Context: an optimization exercise on an open-source flow, tuned for small area and a short achievable clock period. The choices shown serve that exercise and are no tape-out recipe. In this exercise RTL edits were held to simulation tests only and were not proved equivalent to the original. Not every run is shown, and edits may drop behaviour that the tests do not exercise.

[flow/design.v]
module FA_Structural(a,b,cin,sum,cout);
	input a,b,cin;
    output sum,cout;
    wire x,y,z;
    xor(x,a,b);
    xor(sum,x,cin);
    and(y,cin,x);
    and(z,a,b);
    or(cout,y,z);
endmodule
module RPA(a,b,cin,sum,cout);
	input [63:0] a,b;
    input cin;
    output wire [63:0] sum;
    output wire cout;
	wire c0,c1,c2,c3,c4,c5,c6,c7,c8,c9,c10,c11,c12,c13,c14,c15,c16,c17,c18,c19,c20,c21,c22,c23,c24,c25,c26,c27,c28,c29,c30,c31,c32,c33,c34,c35,c36,c37,c38,c39,c40,c41,c42,c43,c44,c45,c46,c47,c48,c49,c50,c51,c52,c53,c54,c55,c56,c57,c58,c59,c60,c61,c62;
	FA_Structural fa1(a[0],b[0],cin,sum[0],c0);
	FA_Structural fa2(a[1],b[1],c0,sum[1],c1);
	FA_Structural fa3(a[2],b[2],c1,sum[2],c2);
	FA_Structural fa4(a[3],b[3],c2,sum[3],c3);
    FA_Structural fa5(a[4],b[4],c3,sum[4],c4);
    FA_Structural fa6(a[5],b[5],c4,sum[5],c5);
    FA_Structural fa7(a[6],b[6],c5,sum[6],c6);
    FA_Structural fa8(a[7],b[7],c6,sum[7],c7);
    FA_Structural fa9(a[8],b[8],c7,sum[8],c8);
    FA_Structural fa10(a[9],b[9],c8,sum[9],c9);
    FA_Structural fa11(a[10],b[10],c9,sum[10],c10);
    FA_Structural fa12(a[11],b[11],c10,sum[11],c11);
    FA_Structural fa13(a[12],b[12],c11,sum[12],c12);
    FA_Structural fa14(a[13],b[13],c12,sum[13],c13);
    FA_Structural fa15(a[14],b[14],c13,sum[14],c14);
    FA_Structural fa16(a[15],b[15],c14,sum[15],c15);
    FA_Structural fa17(a[16],b[16],c15,sum[16],c16);
    FA_Structural fa18(a[17],b[17],c16,sum[17],c17);
    FA_Structural fa19(a[18],b[18],c17,sum[18],c18);
    FA_Structural fa20(a[19],b[19],c18,sum[19],c19);
    FA_Structural fa21(a[20],b[20],c19,sum[20],c20);
    FA_Structural fa22(a[21],b[21],c20,sum[21],c21);
    FA_Structural fa23(a[22],b[22],c21,sum[22],c22);
    FA_Structural fa24(a[23],b[23],c22,sum[23],c23);
    FA_Structural fa25(a[24],b[24],c23,sum[24],c24);
    FA_Structural fa26(a[25],b[25],c24,sum[25],c25);
    FA_Structural fa27(a[26],b[26],c25,sum[26],c26);
    FA_Structural fa28(a[27],b[27],c26,sum[27],c27);
    FA_Structural fa29(a[28],b[28],c27,sum[28],c28);
    FA_Structural fa30(a[29],b[29],c28,sum[29],c29);
    FA_Structural fa31(a[30],b[30],c29,sum[30],c30);
    FA_Structural fa32(a[31],b[31],c30,sum[31],c31);
    FA_Structural fa33(a[32],b[32],c31,sum[32],c32);
    FA_Structural fa34(a[33],b[33],c32,sum[33],c33);
    FA_Structural fa35(a[34],b[34],c33,sum[34],c34);
    FA_Structural fa36(a[35],b[35],c34,sum[35],c35);
    FA_Structural fa37(a[36],b[36],c35,sum[36],c36);	
    FA_Structural fa38(a[37],b[37],c36,sum[37],c37);
    FA_Structural fa39(a[38],b[38],c37,sum[38],c38);
    FA_Structural fa40(a[39],b[39],c38,sum[39],c39);
    FA_Structural fa41(a[40],b[40],c39,sum[40],c40);
    FA_Structural fa42(a[41],b[41],c40,sum[41],c41);
    FA_Structural fa43(a[42],b[42],c41,sum[42],c42);
    FA_Structural fa44(a[43],b[43],c42,sum[43],c43);
    FA_Structural fa45(a[44],b[44],c43,sum[44],c44);
    FA_Structural fa46(a[45],b[45],c44,sum[45],c45);
    FA_Structural fa47(a[46],b[46],c45,sum[46],c46);
    FA_Structural fa48(a[47],b[47],c46,sum[47],c47);
    FA_Structural fa49(a[48],b[48],c47,sum[48],c48);
    FA_Structural fa50(a[49],b[49],c48,sum[49],c49);
    FA_Structural fa51(a[50],b[50],c49,sum[50],c50);
    FA_Structural fa52(a[51],b[51],c50,sum[51],c51);
    FA_Structural fa53(a[52],b[52],c51,sum[52],c52);
    FA_Structural fa54(a[53],b[53],c52,sum[53],c53);
    FA_Structural fa55(a[54],b[54],c53,sum[54],c54);
    FA_Structural fa56(a[55],b[55],c54,sum[55],c55);
    FA_Structural fa57(a[56],b[56],c55,sum[56],c56);
    FA_Structural fa58(a[57],b[57],c56,sum[57],c57);
    FA_Structural fa59(a[58],b[58],c57,sum[58],c58);
    FA_Structural fa60(a[59],b[59],c58,sum[59],c59);
    FA_Structural fa61(a[60],b[60],c59,sum[60],c60);
    FA_Structural fa62(a[61],b[61],c60,sum[61],c61);
    FA_Structural fa63(a[62],b[62],c61,sum[62],c62);
    FA_Structural fa64(a[63],b[63],c62,sum[63],cout);
endmodule
module FullAdder(A,B,Cin, Sum);
	input A,B, Cin;
	output Sum;
	assign Sum= A^B^Cin;
endmodule
module partial_products (
	input [63:0]a,
	input [63:0]b,
	output reg [63:0][127:0]p_prods
);
	integer i;
	always @(a or b)
	begin
		for(i=0; i<64; i=i+1)begin
			if(b[i] == 1)begin
				p_prods[i] = a << i;
			end
			else
				p_prods[i] = 128'h00000000;
		end
	end
endmodule
module FA (
	input [127:0] x,
	input [127:0] y,
	input [127:0] z,
	output[127:0] u,
	output[127:0] v);
assign u = x^y^z;
assign v[0] = 0;
assign v[127:1] = (x&y) | (y&z) | (z&x);
endmodule
module wallace (
	input [63:0] a,
	input [63:0] b,
	output[127:0] out
);
	wire [63:0][127:0]p_prods;
	integer i;
	partial_products pp (a, b, p_prods);
	wire [127:0] u_l11, v_l11, u_l12, v_l12, u_l13, v_l13, u_l14, v_l14, u_l15, v_l15, u_l16, v_l16, u_l17, v_l17, u_l18, v_l18, u_l19, v_l19, u_l110, v_l110 ,
				 u_l111 ,v_l111 ,u_l112 ,v_l112 ,u_l113 ,v_l113 ,u_l114 ,v_l114 ,u_l115 ,v_l115 ,u_l116 ,v_l116 ,u_l117 ,v_l117 ,u_l118 ,v_l118 ,u_l119 ,v_l119 ,u_l120 ,v_l120,u_l121 ,v_l121 ;
	FA l11  (p_prods[0 ][127:0], p_prods[1 ][127:0], p_prods[2 ][127:0], u_l11[127:0],   v_l11[127:0]);
	FA l12  (p_prods[3 ][127:0], p_prods[4 ][127:0], p_prods[5 ][127:0], u_l12[127:0],   v_l12[127:0]);
	FA l13  (p_prods[6 ][127:0], p_prods[7 ][127:0], p_prods[8 ][127:0], u_l13[127:0],   v_l13[127:0]);
	FA l14  (p_prods[9 ][127:0], p_prods[10][127:0], p_prods[11][127:0], u_l14[127:0],   v_l14[127:0]);
	FA l15  (p_prods[12][127:0], p_prods[13][127:0], p_prods[14][127:0], u_l15[127:0],   v_l15[127:0]);
	FA l16  (p_prods[15][127:0], p_prods[16][127:0], p_prods[17][127:0], u_l16[127:0],   v_l16[127:0]);
	FA l17  (p_prods[18][127:0], p_prods[19][127:0], p_prods[20][127:0], u_l17[127:0],   v_l17[127:0]);
	FA l18  (p_prods[21][127:0], p_prods[22][127:0], p_prods[23][127:0], u_l18[127:0],   v_l18[127:0]);
	FA l19  (p_prods[24][127:0], p_prods[25][127:0], p_prods[26][127:0], u_l19[127:0],   v_l19[127:0]);
	FA l110 (p_prods[27][127:0], p_prods[28][127:0], p_prods[29][127:0], u_l110[127:0], v_l110[127:0]);
	FA l111 (p_prods[30][127:0], p_prods[31][127:0], p_prods[32][127:0], u_l111[127:0], v_l111[127:0]);
	FA l112 (p_prods[33][127:0], p_prods[34][127:0], p_prods[35][127:0], u_l112[127:0], v_l112[127:0]);
	FA l113 (p_prods[36][127:0], p_prods[37][127:0], p_prods[38][127:0], u_l113[127:0], v_l113[127:0]);
	FA l114 (p_prods[39][127:0], p_prods[40][127:0], p_prods[41][127:0], u_l114[127:0], v_l114[127:0]);
	FA l115 (p_prods[42][127:0], p_prods[43][127:0], p_prods[44][127:0], u_l115[127:0], v_l115[127:0]);
	FA l116 (p_prods[45][127:0], p_prods[46][127:0], p_prods[47][127:0], u_l116[127:0], v_l116[127:0]);
	FA l117 (p_prods[48][127:0], p_prods[49][127:0], p_prods[50][127:0], u_l117[127:0], v_l117[127:0]);
	FA l118 (p_prods[51][127:0], p_prods[52][127:0], p_prods[53][127:0], u_l118[127:0], v_l118[127:0]);
	FA l119 (p_prods[54][127:0], p_prods[55][127:0], p_prods[56][127:0], u_l119[127:0], v_l119[127:0]);
	FA l120 (p_prods[57][127:0], p_prods[58][127:0], p_prods[59][127:0], u_l120[127:0], v_l120[127:0]);
	FA l121 (p_prods[60][127:0], p_prods[61][127:0], p_prods[62][127:0], u_l121[127:0], v_l121[127:0]);
	wire [127:0] u_l21, v_l21, u_l22, v_l22, u_l23, v_l23, u_l24, v_l24, u_l25, v_l25, u_l26, v_l26, u_l27, v_l27, u_l28, v_l28, u_l29, v_l29, u_l210, v_l210 ,
				 u_l211 ,v_l211 ,u_l212 ,v_l212 ,u_l213 ,v_l213 ,u_l214 ,v_l214 ;
	FA l21 (u_l11 [127:0], v_l11[127:0],  u_l12[127:0],  u_l21[127:0],  v_l21[127:0]);
	FA l22 (v_l12 [127:0], u_l13[127:0],  v_l13[127:0],  u_l22[127:0],  v_l22[127:0]);
	FA l23 (u_l14 [127:0], v_l14[127:0],  u_l15[127:0],  u_l23[127:0],  v_l23[127:0]);
	FA l24 (v_l15 [127:0], u_l16[127:0],  v_l16[127:0],  u_l24[127:0],  v_l24[127:0]);
	FA l25 (u_l17 [127:0], v_l17[127:0],  u_l18[127:0],  u_l25[127:0],  v_l25[127:0]);
	FA l26 (v_l18 [127:0], u_l19[127:0],  v_l19[127:0],  u_l26[127:0],  v_l26[127:0]);
	FA l27 (u_l110[127:0], v_l110[127:0], u_l111[127:0], u_l27[127:0],  v_l27[127:0]);
	FA l28 (v_l111[127:0], u_l112[127:0], v_l112[127:0], u_l28[127:0],  v_l28[127:0]);
	FA l29 (u_l113[127:0], v_l113[127:0], u_l114[127:0], u_l29[127:0],  v_l29[127:0]);
	FA l210(v_l114[127:0], u_l115[127:0], v_l115[127:0], u_l210[127:0], v_l210[127:0]);
	FA l211(u_l116[127:0], v_l116[127:0], u_l117[127:0], u_l211[127:0], v_l211[127:0]);
	FA l212(v_l117[127:0], u_l118[127:0], v_l118[127:0], u_l212[127:0], v_l212[127:0]);
	FA l213(u_l119[127:0], v_l119[127:0], u_l120[127:0], u_l213[127:0], v_l213[127:0]);
	FA l214(v_l120[127:0], u_l121[127:0], v_l121[127:0], u_l214[127:0], v_l214[127:0]);
	wire [127:0] u_l31, v_l31, u_l32, v_l32, u_l33, v_l33, u_l34, v_l34, u_l35, v_l35, u_l36, v_l36, u_l37, v_l37, u_l38, v_l38, u_l39, v_l39;
	FA l31 (u_l21[127:0],  v_l21[127:0],   u_l22[127:0], u_l31[127:0], v_l31[127:0]);
	FA l32 (v_l22[127:0],  u_l23[127:0],   v_l23[127:0], u_l32[127:0], v_l32[127:0]);
	FA l33 (u_l24[127:0],  v_l24[127:0],   u_l25[127:0], u_l33[127:0], v_l33[127:0]);
	FA l34 (v_l25[127:0],  u_l26[127:0],   v_l26[127:0], u_l34[127:0], v_l34[127:0]);
	FA l35 (u_l27[127:0],  v_l27[127:0],   u_l28[127:0], u_l35[127:0], v_l35[127:0]);
	FA l36 (v_l28[127:0],  u_l29[127:0],   v_l29[127:0], u_l36[127:0], v_l36[127:0]);
	FA l37 (u_l210[127:0], v_l210[127:0], u_l211[127:0], u_l37[127:0], v_l37[127:0]);
	FA l38 (v_l211[127:0], u_l212[127:0], v_l212[127:0], u_l38[127:0], v_l38[127:0]);
	FA l39 (u_l213[127:0], v_l213[127:0], u_l214[127:0], u_l39[127:0], v_l39[127:0]);
	wire [127:0] u_l41, v_l41, u_l42, v_l42, u_l43, v_l43, u_l44, v_l44, u_l45, v_l45, u_l46, v_l46;
	FA l41 (u_l31[127:0], v_l31[127:0], u_l32[127:0], u_l41[127:0], v_l41[127:0]);
	FA l42 (v_l32[127:0], u_l33[127:0], v_l33[127:0], u_l42[127:0], v_l42[127:0]);
	FA l43 (u_l34[127:0], v_l34[127:0], u_l35[127:0], u_l43[127:0], v_l43[127:0]);
	FA l44 (v_l35[127:0], u_l36[127:0], v_l36[127:0], u_l44[127:0], v_l44[127:0]);
	FA l45 (u_l37[127:0], v_l37[127:0], u_l38[127:0], u_l45[127:0], v_l45[127:0]);
	FA l46 (v_l38[127:0], u_l39[127:0], v_l39[127:0], u_l46[127:0], v_l46[127:0]);
	wire [127:0] u_l51, v_l51, u_l52, v_l52, u_l53, v_l53, u_l54, v_l54, u_l55, v_l55;
	FA l51 (u_l41[127:0], v_l41[127:0], u_l42[127:0], u_l51[127:0], v_l51[127:0]);
	FA l52 (v_l42[127:0], u_l43[127:0], v_l43[127:0], u_l52[127:0], v_l52[127:0]);
	FA l53 (u_l44[127:0], v_l44[127:0], u_l45[127:0], u_l53[127:0], v_l53[127:0]);
	FA l54 (v_l45[127:0], u_l46[127:0], v_l46[127:0], u_l54[127:0], v_l54[127:0]);
	wire [127:0] u_l61, v_l61, u_l62, v_l62, u_l63, v_l63, u_l64, v_l64;
	FA l61 (u_l51[127:0], v_l51[127:0], u_l52[127:0], u_l61[127:0], v_l61[127:0]);
	FA l62 (v_l52[127:0], u_l53[127:0], v_l53[127:0], u_l62[127:0], v_l62[127:0]);
	FA l63(u_l54[127:0],v_l54[127:0],p_prods[63][127:0],u_l63[127:0],v_l63[127:0]);
	wire [127:0] u_l71, v_l71, u_l72, v_l72;
	FA l71 (u_l61[127:0], v_l61[127:0], u_l62[127:0], u_l71[127:0], v_l71[127:0]);
	FA l72 (v_l62[127:0], u_l63[127:0], v_l63[127:0], u_l72[127:0], v_l72[127:0]);
	wire [127:0] u_l81, v_l81 , u_l82, v_l82,u;
	FA l81 (u_l71[127:0],v_l71[127:0], u_l72[127:0], u_l81[127:0], v_l81[127:0]);
	wire [127:0] u_l91, v_l91;
	FA l91 (u_l81[127:0], v_l81[127:0], v_l72[127:0], u_l91[127:0], v_l91[127:0]);
    wire [127:0] u_l101, v_l101;
	FA l101 (u_l91[127:0], v_l91[127:0], v_l214[127:0], u_l101[127:0], v_l101[127:0]);
	wire c;
	RPA l1111 (u_l101[63:0]  , v_l101[63:0], 1'b0,out[63:0],  c);
	RPA l1112 (u_l101[127:64], v_l101[127:64],c,out[127:64],  );
endmodule
module Split(input [63:0]A, output sign, output [10:0]exp, output [51:0]man);
    assign sign = A[63];
    assign exp  = A[62:52];
    assign man  = A[51:0];
endmodule
module dpm(input [63:0] Exp1, input [63:0] Exp2, output reg [63:0] Final_exp);
    wire S1,S2,S3;           
    wire [10:0] E1,E2;        
    wire [51:0] M1,M2;       
    reg [51:0]M3;        
    reg [10:0]E3;         
    Split SP1(Exp1,S1,E1,M1);
    Split SP2(Exp2,S2,E2,M2);
    wire [63:0] N1,N2;    
	wire [127:0] N3;
    wire [10:0] temp_E3;
    assign N1 = {{11'b0},|E1,M1};    
    assign N2 = {{11'b0},|E2,M2};    
    assign temp_E3=E1+E2-1023;  
    assign S3=S1^S2;  
    wallace w(N2,N1,N3);
	always@(*)	
	begin
		if(N3[105]==1)
		begin
            M3=N3[104:53];  
            E3=temp_E3+1;  
        end
        else
        begin
            M3=N3[103:52];  
            E3=temp_E3;
        end
        if(temp_E3>=2047)
            E3=11'b11111111111;
	end
    always@(*)
    begin
        if(&E1 == 1'b1 && |M1 == 1'b0)               
            Final_exp={1'b0,11'b11111111111,52'b0};
        else if(&E2 == 1'b1 && |M2 == 1'b0)          
            Final_exp={1'b0,11'b11111111111,52'b0};
        else if(|E1 == 1'b0 && |M1 == 1'b0)          
            Final_exp={64'b0};
        else if(|E2 == 1'b0 && |M2 == 1'b0)          
            Final_exp={64'b0};
        else                                         
            Final_exp={S3,E3,M3};
    end
endmodule
module fp64_mul(input clk, input [63:0] a, input [63:0] b, output reg [63:0] p);
    reg  [63:0] a_q, b_q;
    wire [63:0] prod;
    dpm u_dpm(.Exp1(a_q), .Exp2(b_q), .Final_exp(prod));
    always @(posedge clk) begin
        a_q <= a;
        b_q <= b;
        p   <= prod;
    end
endmodule
[flow/run.sh]
#!/bin/bash
# synth_recipe.tcl (not shown) runs the flow's synth.tcl, then flattens the netlist and writes it again
# the make line also repeats each setting of config.mk as NAME=value (left out here)
make -C /OpenROAD-flow-scripts/flow DESIGN_CONFIG=/design/flow/config.mk WORK_HOME=/design/flow/orfs CLKGATE_MAP_FILE= SYNTH_SCRIPT=/design/flow/synth_recipe.tcl finish
[flow/config.mk]
export PLATFORM = sky130hd
export DESIGN_NAME = fp64_mul
export DESIGN_NICKNAME = fp64_mul
export VERILOG_FILES = /design/flow/design.v
export SDC_FILE = /design/flow/constraint.sdc
export NUM_CORES = 4
export LEC_CHECK = 0
export CAP_MARGIN = 20
export CORE_MARGIN = 2
export CORE_UTILIZATION = 50
export CTS_CLUSTER_DIAMETER = 60
export CTS_CLUSTER_SIZE = 10
export SLEW_MARGIN = 20
[flow/constraint.sdc]
create_clock -name core_clock -period 30.0 [get_ports {clk}]
set_input_delay 6.0000 -clock core_clock [delete_from_list [all_inputs] [get_ports {clk}]]
set_output_delay 6.0000 -clock core_clock [all_outputs]
set_load 0.01 [all_outputs]
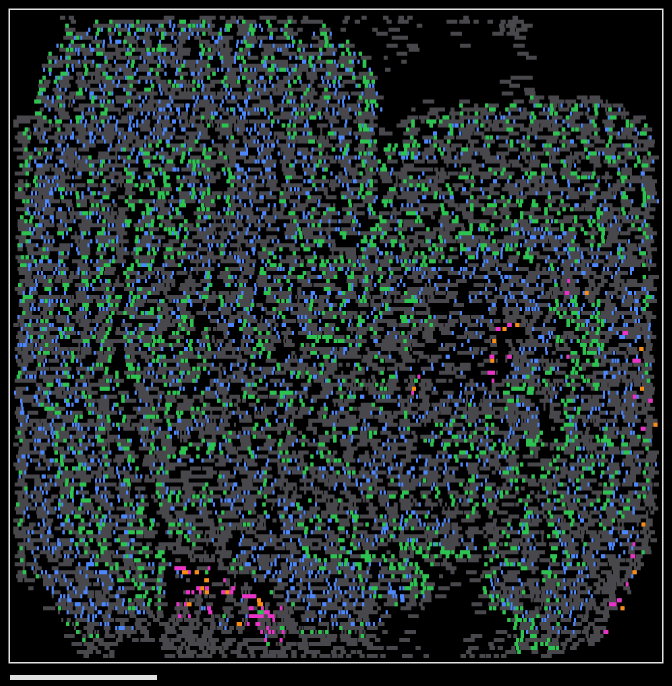
(run_1/logic_types.png)
Bar = 100 um.
Key: blue = inverters [cells 3078, most used inv_1, where all over the die]; orange = AND-OR and OR-AND gates [cells 22, most used o21a_1]; green = AND and OR gates [cells 2265, most used and2_1, where all over the die]; magenta = inverting AOI/OAI gates [cells 61, most used a21oi_1]

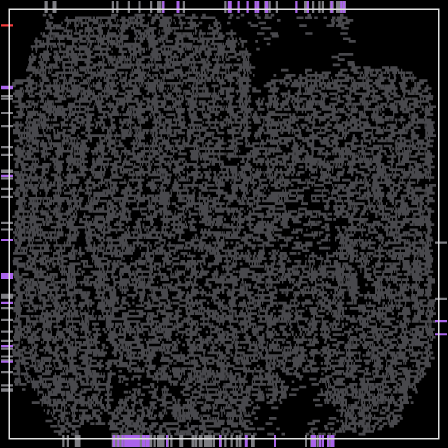
(run_1/io_placement.png)
Pins as bars across the die edge, other pins in grey.
Key: purple = b [pins 64, direction input, edge 35 bottom, 16 top, 11 left, 2 right]; red = clk [pins 1, direction input, edge left]
All pins by edge: 102 bottom, 48 top, 39 left, 4 right.

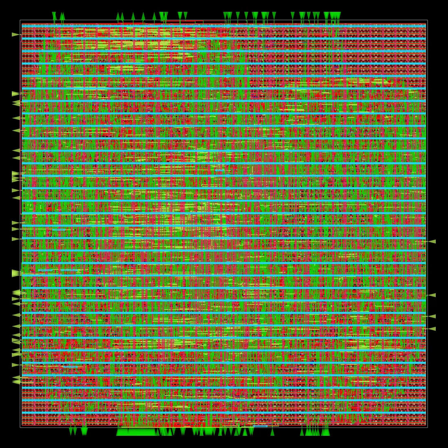
(run_1/layout.png)
Layout Cells excl Fill: 13100
Ports: 193
DRT Wirelength: 295 mm
Die Span Y: 445 um
post-layout util: 0.551

==> results.txt, run 1 <==
* Slowest cell on the critical path: fa_1
* H-tree Lvls at 4
* Hold_ws at 0.596 ns
* Rel. slew slack at 0.306
* Worst r2r path cells at 87
* Placed cell count at 13000
* Non-clk buf share at 0.0682
* Met2 global-route usage at 0.554
* DP Worst Slack at -0.704 ns
* Vias in the first global route at 77100
* Final ANT Viol Nets at 0
* Global Route met1 Usage at 0.373
* Capturing point of the worst reg2reg path: p[15]
* Post-Synthesis Cell Area at 97100 um^2
* Flop2flop setup slack at 0.74 ns
* Final Cell Area at 106000 um^2
* Fmax at 34.2 MHz
* Core Rows at 161
* Simple-Gate Fraction of Synth Area at 0.179
* Max Cap Viol at 0
* Starting Density at 0.504
* Die area at 198000 um^2
* Period utilisation layout at 0.975
* DRC viols at 0
* CP Depth at 87
* Setup Crit Path Kind: flop to flop
* Multi-input gate area at 79500 um^2
* Multiplexer share of the synthesized area at 0
* Clk_skew at 0.0342 ns
* Vias/cell at 5.16
* XOR/XNOR share of the synthesized area at 0.00208
* Detailed Routing Iterations Pass 1 at 5
* Crit path buf inv count at 12
* Critical Path RT at 30.47 ns
* Worst Setup End Kind: flop
* Placement-stage cell area at 105000 um^2
* Routed length per instance at 22.6 um
* Post-synth top area cell: fa_1
* Largest net degree at the start of global routing at 53
* Setup total negative slack at 0 ns
* Port buffer count at 192
* Tmin final at 29.26 ns
* CP startpoint kind: flop
* Crit-path max FO at 36
* YS warnings at 3
* Cell count after synthesis at 10400
* Seq/Total Area, Yosys at 0.0396
* CP dominant cell by count: fa_1
* Largest regs: a_q x64, b_q x64, p x64
* # fillers at 17600
* Clock buf count at 17
* Count of multi-input gates at 6470
* Async set-reset flop share out of synthesis at 0
* Seq cells at 192
* Hold Crit Class: flop to flop
* Gr usage total at 0.315
* Commonest non-fill, non-tap cell in the layout: inv_1
* Final slew viol count at 0
* Register Area at 4000 um^2
* CTS Sinks at 192
* Top_reg_cell synth: dfxtp_1
* Final setup fails at 0
* Outcome: finished clean
* FF+latch count, synth at 192
* Grt total ovfl at 0
* Met3 Usage GRT at 0.0425
* CP peak stage delay at 0.56 ns
* Worst-Skew Late Latency at 0.59 ns
* Worst slew pin tran at 1.03 ns
* Met1 WL at 108 mm
* Setup repair bufs after CTS at 0
* Most frequent cells after synthesis: inv_1 (3078), fa_1 (2661), and2_1 (2208)
* DR iter-0 viols at 3618
* Signal inverters at 3078
* Tap Count at 2526
* RSZ-0062 raised after global routing: false
* Share of the synthesized area in the top cell type at 0.549
* # nets final at 13900
* CP Capture Point: p[15]
* Arr. time, crit path at 29.72 ns
* Post-cts repair resize count at 19
* Worst hold start: a_q[63]
* P&R area growth vs syn at 9.35%
* Unique cell type count in the Yosys netlist at 51
* Setup WS post-layout at 0.743 ns
* Core Region at 193000 um^2
* Commonest non-fill, non-tap cells in the layout: inv_1 (3078), fa_1 (2640), and2_1 (2207)
* CTS Buf Count at 17
* Hold path depth at 2
--- run 2: outline of the changes from run 1 ---
flow/design.v: 259 -> 6682 lines; modules unchanged: 0
  fa: new, 4 lines
  ha: new, 4 lines
  pgn: new, 4 lines
  bsel: new, 3 lines
  mul53: new, 6619 lines
  dpm: edited, 45 -> 11 lines
  booth_enc: new, 10 lines
  fp64_mul: edited, 10 -> 27 lines
  removed: FA_Structural, RPA, FullAdder, partial_products, FA, wallace, Split
==> module dpm as of run 2 <==
module dpm(input [52:0] A, input [26:0] ONE, input [26:0] TWO, input [26:0] NEG,
           input [10:0] T, input S, input INF, input ZERO, output [63:0] Final_exp);
    wire [105:0] N3;
    mul53 u_mul(.A(A), .ONE(ONE), .TWO(TWO), .NEG(NEG), .P(N3));
    wire [10:0] T1 = T + 11'd1;
    wire [51:0] M3 = N3[105] ? N3[104:53] : N3[103:52];
    wire [10:0] E3 = (&T) ? 11'h7ff : (N3[105] ? T1 : T);
    assign Final_exp = INF  ? {1'b0, 11'h7ff, 52'd0} :
                       ZERO ? 64'd0 :
                              {S, E3, M3};
endmodule
==> module fa as of run 2 <==
module fa(input a, input b, input ci, output s, output co);
    assign s  = a ^ b ^ ci;
    assign co = (a & b) | (ci & (a ^ b));
endmodule
==> module pgn as of run 2 <==
module pgn(input a, input b, output g, output p);
    assign g = ~(a | b);
    assign p = a ^ b;
endmodule
==> module bsel as of run 2 <==
module bsel(input one, input two, input x1, input x0, output y);
    assign y = ~((one & x1) | (two & x0));
endmodule
==> module ha as of run 2 <==
module ha(input a, input b, output s, output co);
    assign s  = ~(a ^ b);
    assign co = a | b;
endmodule
==> module fp64_mul as of run 2 <==
module fp64_mul(input clk, input [63:0] a, input [63:0] b, output reg [63:0] p);
    wire [10:0] ea = a[62:52], eb = b[62:52];
    wire [51:0] ma = a[51:0],  mb = b[51:0];
    wire [26:0] one, two, neg;
    booth_enc u_enc(.y({|eb, mb}), .one(one), .two(two), .neg(neg));
    wire inf  = ((&ea) & ~(|ma)) | ((&eb) & ~(|mb));
    wire zero = (~(|ea) & ~(|ma)) | (~(|eb) & ~(|mb));
    reg  [52:0] a_q;
    reg  [26:0] one_q, two_q;
    reg  [25:0] neg_q;
    reg  [10:0] t_q;
    reg         s_q, inf_q, zero_q;
    wire [63:0] prod;
    dpm u_dpm(.A(a_q), .ONE(one_q), .TWO(two_q), .NEG({1'b0, neg_q}),
              .T(t_q), .S(s_q), .INF(inf_q), .ZERO(zero_q), .Final_exp(prod));
    always @(posedge clk) begin
        a_q    <= {|ea, ma};
        one_q  <= one;
        two_q  <= two;
        neg_q  <= neg[25:0];
        t_q    <= ea + eb - 11'd1023;
        s_q    <= a[63] ^ b[63];
        inf_q  <= inf;
        zero_q <= zero;
        p      <= prod;
    end
endmodule
==> module booth_enc as of run 2 <==
module booth_enc(input [52:0] y, output [26:0] one, output [26:0] two, output [26:0] neg);
    wire [55:0] z = {2'b00, y, 1'b0};
    genvar j;
    generate for (j = 0; j < 27; j = j + 1) begin : g
        wire y2 = z[2*j+2], y1 = z[2*j+1], y0 = z[2*j];
        assign one[j] = y1 ^ y0;
        assign two[j] = (y2 & ~y1 & ~y0) | (~y2 & y1 & y0);
        assign neg[j] = y2 & ~(y1 & y0);
    end endgenerate
endmodule
==> flow/flow/run.sh (new file) <==
#!/bin/bash
# Own layout flow: the standard ORFS flow, with two changes.
#  1. Before synthesis, the generated leaf modules fa and bsel get the
#     library full adder / AND-OR-invert cell as their body (premap.py), so
#     synthesis keeps them instead of re-deriving them from gates.
#  2. Optional repair knobs (knobs.txt) are passed to ORFS's make.
# Every tool's output goes to a log file in this folder.
set -euo pipefail
cd "$(dirname "$0")/.."
W=$PWD
python3 flow/premap.py design.v design_premap.v > premap.log 2>&1
{
  echo "include $W/config.mk"
  echo "export VERILOG_FILES = $W/design_premap.v"
} > config_own.mk
KNOBS=""
if [[ -f flow/knobs.txt ]]; then KNOBS=$(grep -v '^#' flow/knobs.txt | tr '\n' ' '); fi
sed -e "s|DESIGN_CONFIG=[^ ]*|DESIGN_CONFIG=$W/config_own.mk $KNOBS|" standard.sh > standard_own.sh
bash standard_own.sh finish > flow.log 2>&1
test -f out/final.def
==> flow/flow/knobs.txt (new file) <==
SETUP_SLACK_MARGIN=21
==> flow/flow/premap.py (new file) <==
#!/usr/bin/env python3
"""Replace the bodies of the generated leaf modules (fa, bsel) in design.v with
instances of the matching sky130_fd_sc_hd cells, so synthesis keeps them as is."""
import re, sys
src, dst = sys.argv[1], sys.argv[2]
txt = open(src).read()
BODIES = {
    'fa': "  sky130_fd_sc_hd__fa_1 u_c (.A(a), .B(b), .CIN(ci), .SUM(s), .COUT(co));\n",
    'bsel_n': "  sky130_fd_sc_hd__a22oi_1 u_c (.A1(one), .A2(x1), .B1(two), .B2(x0), .Y(y));\n",
    'bsel_p': "  sky130_fd_sc_hd__a22o_1 u_c (.A1(one), .A2(x1), .B1(two), .B2(x0), .X(y));\n",
}
def repl(m):
    name, ports, body = m.group(1), m.group(2), m.group(3)
    if name == 'fa':
        b = BODIES['fa']
    elif name == 'pgn':
        b = ("  sky130_fd_sc_hd__nor2_1 u_g (.A(a), .B(b), .Y(g));\n"
             "  sky130_fd_sc_hd__xor2_1 u_p (.A(a), .B(b), .X(p));\n")
    elif name == 'ha' and '~' in body:
        b = ("  sky130_fd_sc_hd__xnor2_1 u_s (.A(a), .B(b), .Y(s));\n"
             "  sky130_fd_sc_hd__or2_1 u_c (.A(a), .B(b), .X(co));\n")
    elif name == 'bsel':
        b = BODIES['bsel_n'] if '~' in body else BODIES['bsel_p']
    else:
        return m.group(0)
    return f"module {name}({ports});\n{b}endmodule"
out = re.sub(r"module\s+(\w+)\s*\((.*?)\);(.*?)endmodule", repl, txt, flags=re.S)
open(dst, 'w').write(out)
==> flow/standard.sh (new file) <==
#!/bin/bash
# synth_recipe.tcl (not shown) runs the flow's synth.tcl, then flattens the netlist and writes it again
# the make line also repeats each setting of config.mk as NAME=value (left out here)
make -C /OpenROAD-flow-scripts/flow DESIGN_CONFIG=/design/flow/config.mk WORK_HOME=/design/flow/orfs CLKGATE_MAP_FILE= SYNTH_SCRIPT=/design/flow/synth_recipe.tcl "${@:-finish}"
--- a/flow/config.mk
+++ b/flow/config.mk
@@ -6,7 +6,8 @@
 export NUM_CORES = 4
 export LEC_CHECK = 0
+export ABC_AREA = 1
 export CAP_MARGIN = 20
 export CORE_MARGIN = 2
-export CORE_UTILIZATION = 50
+export CORE_UTILIZATION = 60
 export CTS_CLUSTER_DIAMETER = 60
 export CTS_CLUSTER_SIZE = 10
removed: flow/run.sh
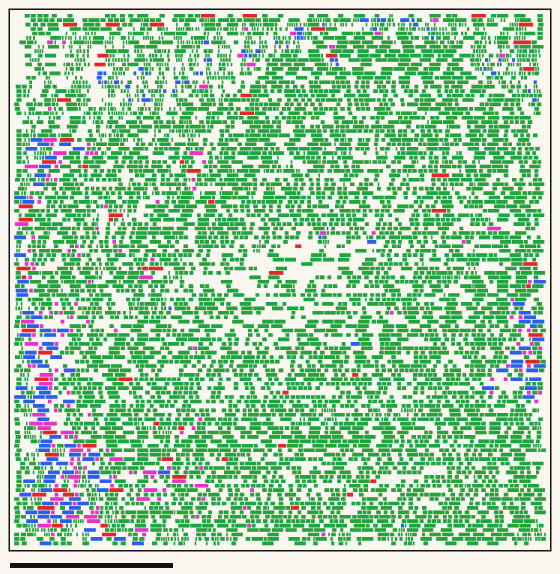
(run_2/sizes.png)
Bar = 100 um.
Key: red = _6 and larger [cells 64]; blue = _2 cells [cells 167]; green = _0 and _1 cells [cells 6089]; magenta = _3 and _4 cells [cells 171]

==> run 2 against run 1 <==
Compared with the run above: still clean; utilization is 9.8 points higher; routed wire length is 7.3% lower; cell area is 35% lower; non-clock buffer count is 390 lower; flip-flop and latch count is 19 higher; register-to-register slack better by 20 ns; count of clock-buffer cells in the layout is 25 higher; critical endpoint is now p[6].
==> results.txt, run 2 <==
* Post-cts repair resize count at 5 (was 19)
* Start point of the critical path: a_q[30] (was b_q[7])
* DP Worst Slack at 20.90 ns (was -0.704 ns)
* Top_reg_cell synth: dfxtp_1 (unchanged)
* Capturing point of the worst reg2reg path: p[6] (was p[15])
* Hold Crit Class: flop to flop (unchanged)
* Share of the synthesized area in the top cell type at 0.413 (was 0.549)
* Tap Count at 1403 (was 2526)
* Vias in the first global route at 59400 (was 77100)
* Port buffer count at 192 (unchanged)
* Hold_ws at 0.409 ns (was 0.596 ns)
* Flop2flop setup slack at 21.09 ns (was 0.74 ns)
* Setup WS post-layout at 21.09 ns (was 0.743 ns)
* Max reg flops at 64
* CTS Buf Count at 34 (was 17)
* Core Region at 107000 um^2 (was 193000 um^2)
* Reg with most FFs: p
* Initial antenna violation count at 6 (was 22)
* Signal buffers at 333 (was 723)
* Layout Cells excl Fill at 7899 (was 13100)
* Async set-reset flop share out of synthesis at 0 (unchanged)
* Root Driver: clkbuf_16 (unchanged)
* Worst slew pin tran at 1.10 ns (was 1.03 ns)
* Final Wtd Congestion at 0.998 (was 0.937)
* Total number of vias at 58400 (was 67400)
* Simple-Gate Fraction of Synth Area at 0.0711 (was 0.179)
* Detailed Routing Iterations Pass 1 at 15 (was 5)
* Met2 WL at 106 mm (was 153 mm)
* Largest family of logic cells by synthesized area: adder cells (unchanged)
* Hold buffer count at CTS at 0 (unchanged)
* Most frequent cells after synthesis: xor2_1 (1520), a22oi_1 (1404), fa_1 (1326) (was inv_1 (3078), fa_1 (2661), and2_1 (2208))
* Grt peak-use layer: met2 (unchanged)
* Max Cap Viol at 0 (unchanged)
* Rel. slew slack at 0.260 (was 0.306)
* Starting Density at 0.603 (was 0.504)
* Clock transition at path regs at 0.05 ns (was 0.10 ns)
* Post-layout util at 0.649 (was 0.551)
* Endpoints failing hold at 0 (unchanged)
* CTS tree: done (unchanged)
* Register Area at 4460 um^2 (was 4000 um^2)
* Multi-input gate area at 57800 um^2 (was 79500 um^2)
* Count of multi-input gates at 5623 (was 6470)
* Worst r2r path cells at 27 (was 87)
* Signal inverters at 265 (was 3078)
* Placement-stage cell area at 67900 um^2 (was 105000 um^2)
* Count leader, synth: xor2_1 (was inv_1)
* Final setup fails at 0 (unchanged)
* Hold path depth at 2 (unchanged)
* Crit path buf inv count at 1 (was 12)
* CP peak stage delay at 0.68 ns (was 0.56 ns)
* Syn_area_per_cell at 10.0 um^2 (was 9.37 um^2)
* Synth Area in Compound Gates at 0.184 (was 0.00648)
* Adder-Cell Fraction of Synth Area at 0.422 (was 0.630)
* Worst-Skew Late Latency at 0.60 ns (was 0.59 ns)
* Commonest non-fill, non-tap cells in the layout: xor2_1 (1518), a22oi_1 (1404), fa_1 (1326) (was inv_1 (3078), fa_1 (2640), and2_1 (2207))
* Routed length per instance at 34.6 um (was 22.6 um)
* Slowest cell on the critical path: xor2_1 (was fa_1)
* Met1 WL at 98.2 mm (was 108 mm)
* Share of layout cells above drive strength 1 at 0.0619 (was 0.0671)
* XOR/XNOR share of the synthesized area at 0.219 (was 0.00208)
* Post-Synthesis Cell Area at 64300 um^2 (was 97100 um^2)
* P&R area growth vs syn at 7.67% (was 9.35%)
* Global Route met1 Usage at 0.624 (was 0.373)
* Cell count after synthesis at 6426 (was 10400)
* Largest regs: p x64, a_q x53 (was a_q x64, b_q x64, p x64)
* CP Capture Point: p[6] (was p[15])
* Largest net degree at the start of global routing at 58 (was 53)
* Commonest non-fill, non-tap cell in the layout: xor2_1 (was inv_1)
* Worst Setup End Kind: flop (unchanged)
* FF+latch count, synth at 211 (was 192)
* DPL Wire Length at 192 mm (was 246 mm)
* CP Depth at 27 (was 87)
* Tmin final at 8.91 ns (was 29.26 ns)
* Critical Path RT at 30.52 ns (was 30.47 ns)
* Worst hold start: s_q (was a_q[63])
* Final slew viol count at 0 (unchanged)
* Multiplexer share of the synthesized area at 0 (unchanged)
* RSZ-0062 raised after global routing: false (unchanged)
* # nets final at 7970 (was 13900)
* Post-synth top area cell: fa_1 (unchanged)
* Non-clk buf share at 0.0444 (was 0.0682)
* Antenna Cells at 5 (was 32)
* Setup repair bufs after CTS at 0 (unchanged)
* Setup total negative slack at 0 ns (unchanged)
* Crit-path max FO at 54 (was 36)
* Die Span Y at 331 um (was 445 um)
* Seq/Total Area, Yosys at 0.0657 (was 0.0396)
* Gr usage total at 0.490 (was 0.315)
* Largest cells by area after synthesis: fa_1 (41%), xor2_1 (21%), a22oi_1 (16%), dfxtp_1 (6.6%), nand2_1 (2.1%) (was fa_1 (55%), and2_1 (14%), inv_1 (12%), ha_1 (8.1%), dfxtp_1 (4.0%))
* Clock buffer depth at 3 (was 2)
* Crit path max-delay family: adder cells (unchanged)
* CTS Sinks at 211 (was 192)
* Die W at 331 um (was 445 um)
* Fmax at 112 MHz (was 34.2 MHz)
* Met3 WL at 48.3 mm (was 16.0 mm)
* H-tree Lvls at 2 (was 4)
* Core Rows at 120 (was 161)
* CP startpoint kind: flop (unchanged)
* Arr. time, crit path at 9.43 ns (was 29.72 ns)
* First-pass GRT wire length at 395 mm (was 462 mm)
* Grt total ovfl at 0 (unchanged)
* Post-synth EDFFs at 0 (unchanged)
* Final ANT Viol Nets at 0 (unchanged)
* Final Cell Area at 69200 um^2 (was 106000 um^2)
* # fillers at 8943 (was 17600)
* Period utilisation layout at 0.297 (was 0.975)
* YS warnings at 1 (was 3)
* Highest routed layer: met5 (unchanged)
* Met2 global-route usage at 0.661 (was 0.554)
* Ports at 193 (unchanged)
* DR iter-0 viols at 11200 (was 3618)
* Worst r2r src: a_q[30] (was b_q[7])
* DRC viols at 0 (unchanged)
* Die area at 110000 um^2 (was 198000 um^2)
* Setup Crit Path Kind: flop to flop (unchanged)
* Vias/cell at 7.39 (was 5.16)
* Outcome: finished clean (unchanged)
* Placed cell count at 7833 (was 13000)
* Unique cell type count in the Yosys netlist at 51 (unchanged)
* Met3 Usage GRT at 0.261 (was 0.0425)
* DRT Wirelength at 274 mm (was 295 mm)
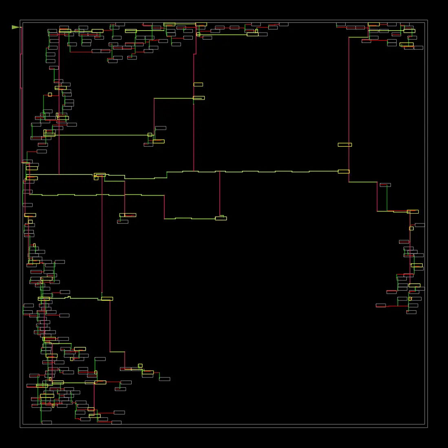
(run_2/clocks.png)
Seq cells: 211
clk_skew: 0.0191 ns
clock buf count: 42

## afterwards: timing with drivers on the ports
The flow's constraints put no driver on any port. The routed layouts listed below were extracted and timed again, unchanged, in two steps.
Step 1 (the two cells are an assumption about what drives the block):
set clk [get_ports {clk}]
set_driving_cell -lib_cell sky130_fd_sc_hd__clkbuf_16 $clk
set_driving_cell -lib_cell sky130_fd_sc_hd__buf_2 [delete_from_list [all_inputs] $clk]
Step 2, shift: input delay + t, output delay - t, t = (earliest + latest rising clock arrival at the registers) / 2. This alone moves slack from input paths to output paths.
Three values: ideal ports, drivers, drivers and shift; two values: the first two.
run | shift t [ns] | setup slack, ns | worst hold slack (ns) | latest minus earliest clock arrival (ns) | worst slew at a driven data input, ns
run 1 | 0.659 | 0.743 / 0.743 / 0.743 | 0.596 / 0.596 / 0.596 | 0.034 / 0.034 | 0.20
run 2 | 0.671 | 21.092 / 21.092 / 21.092 | 0.409 / 0.409 / 0.409 | 0.023 / 0.023 | 0.08
After both steps every run listed still meets setup and hold.
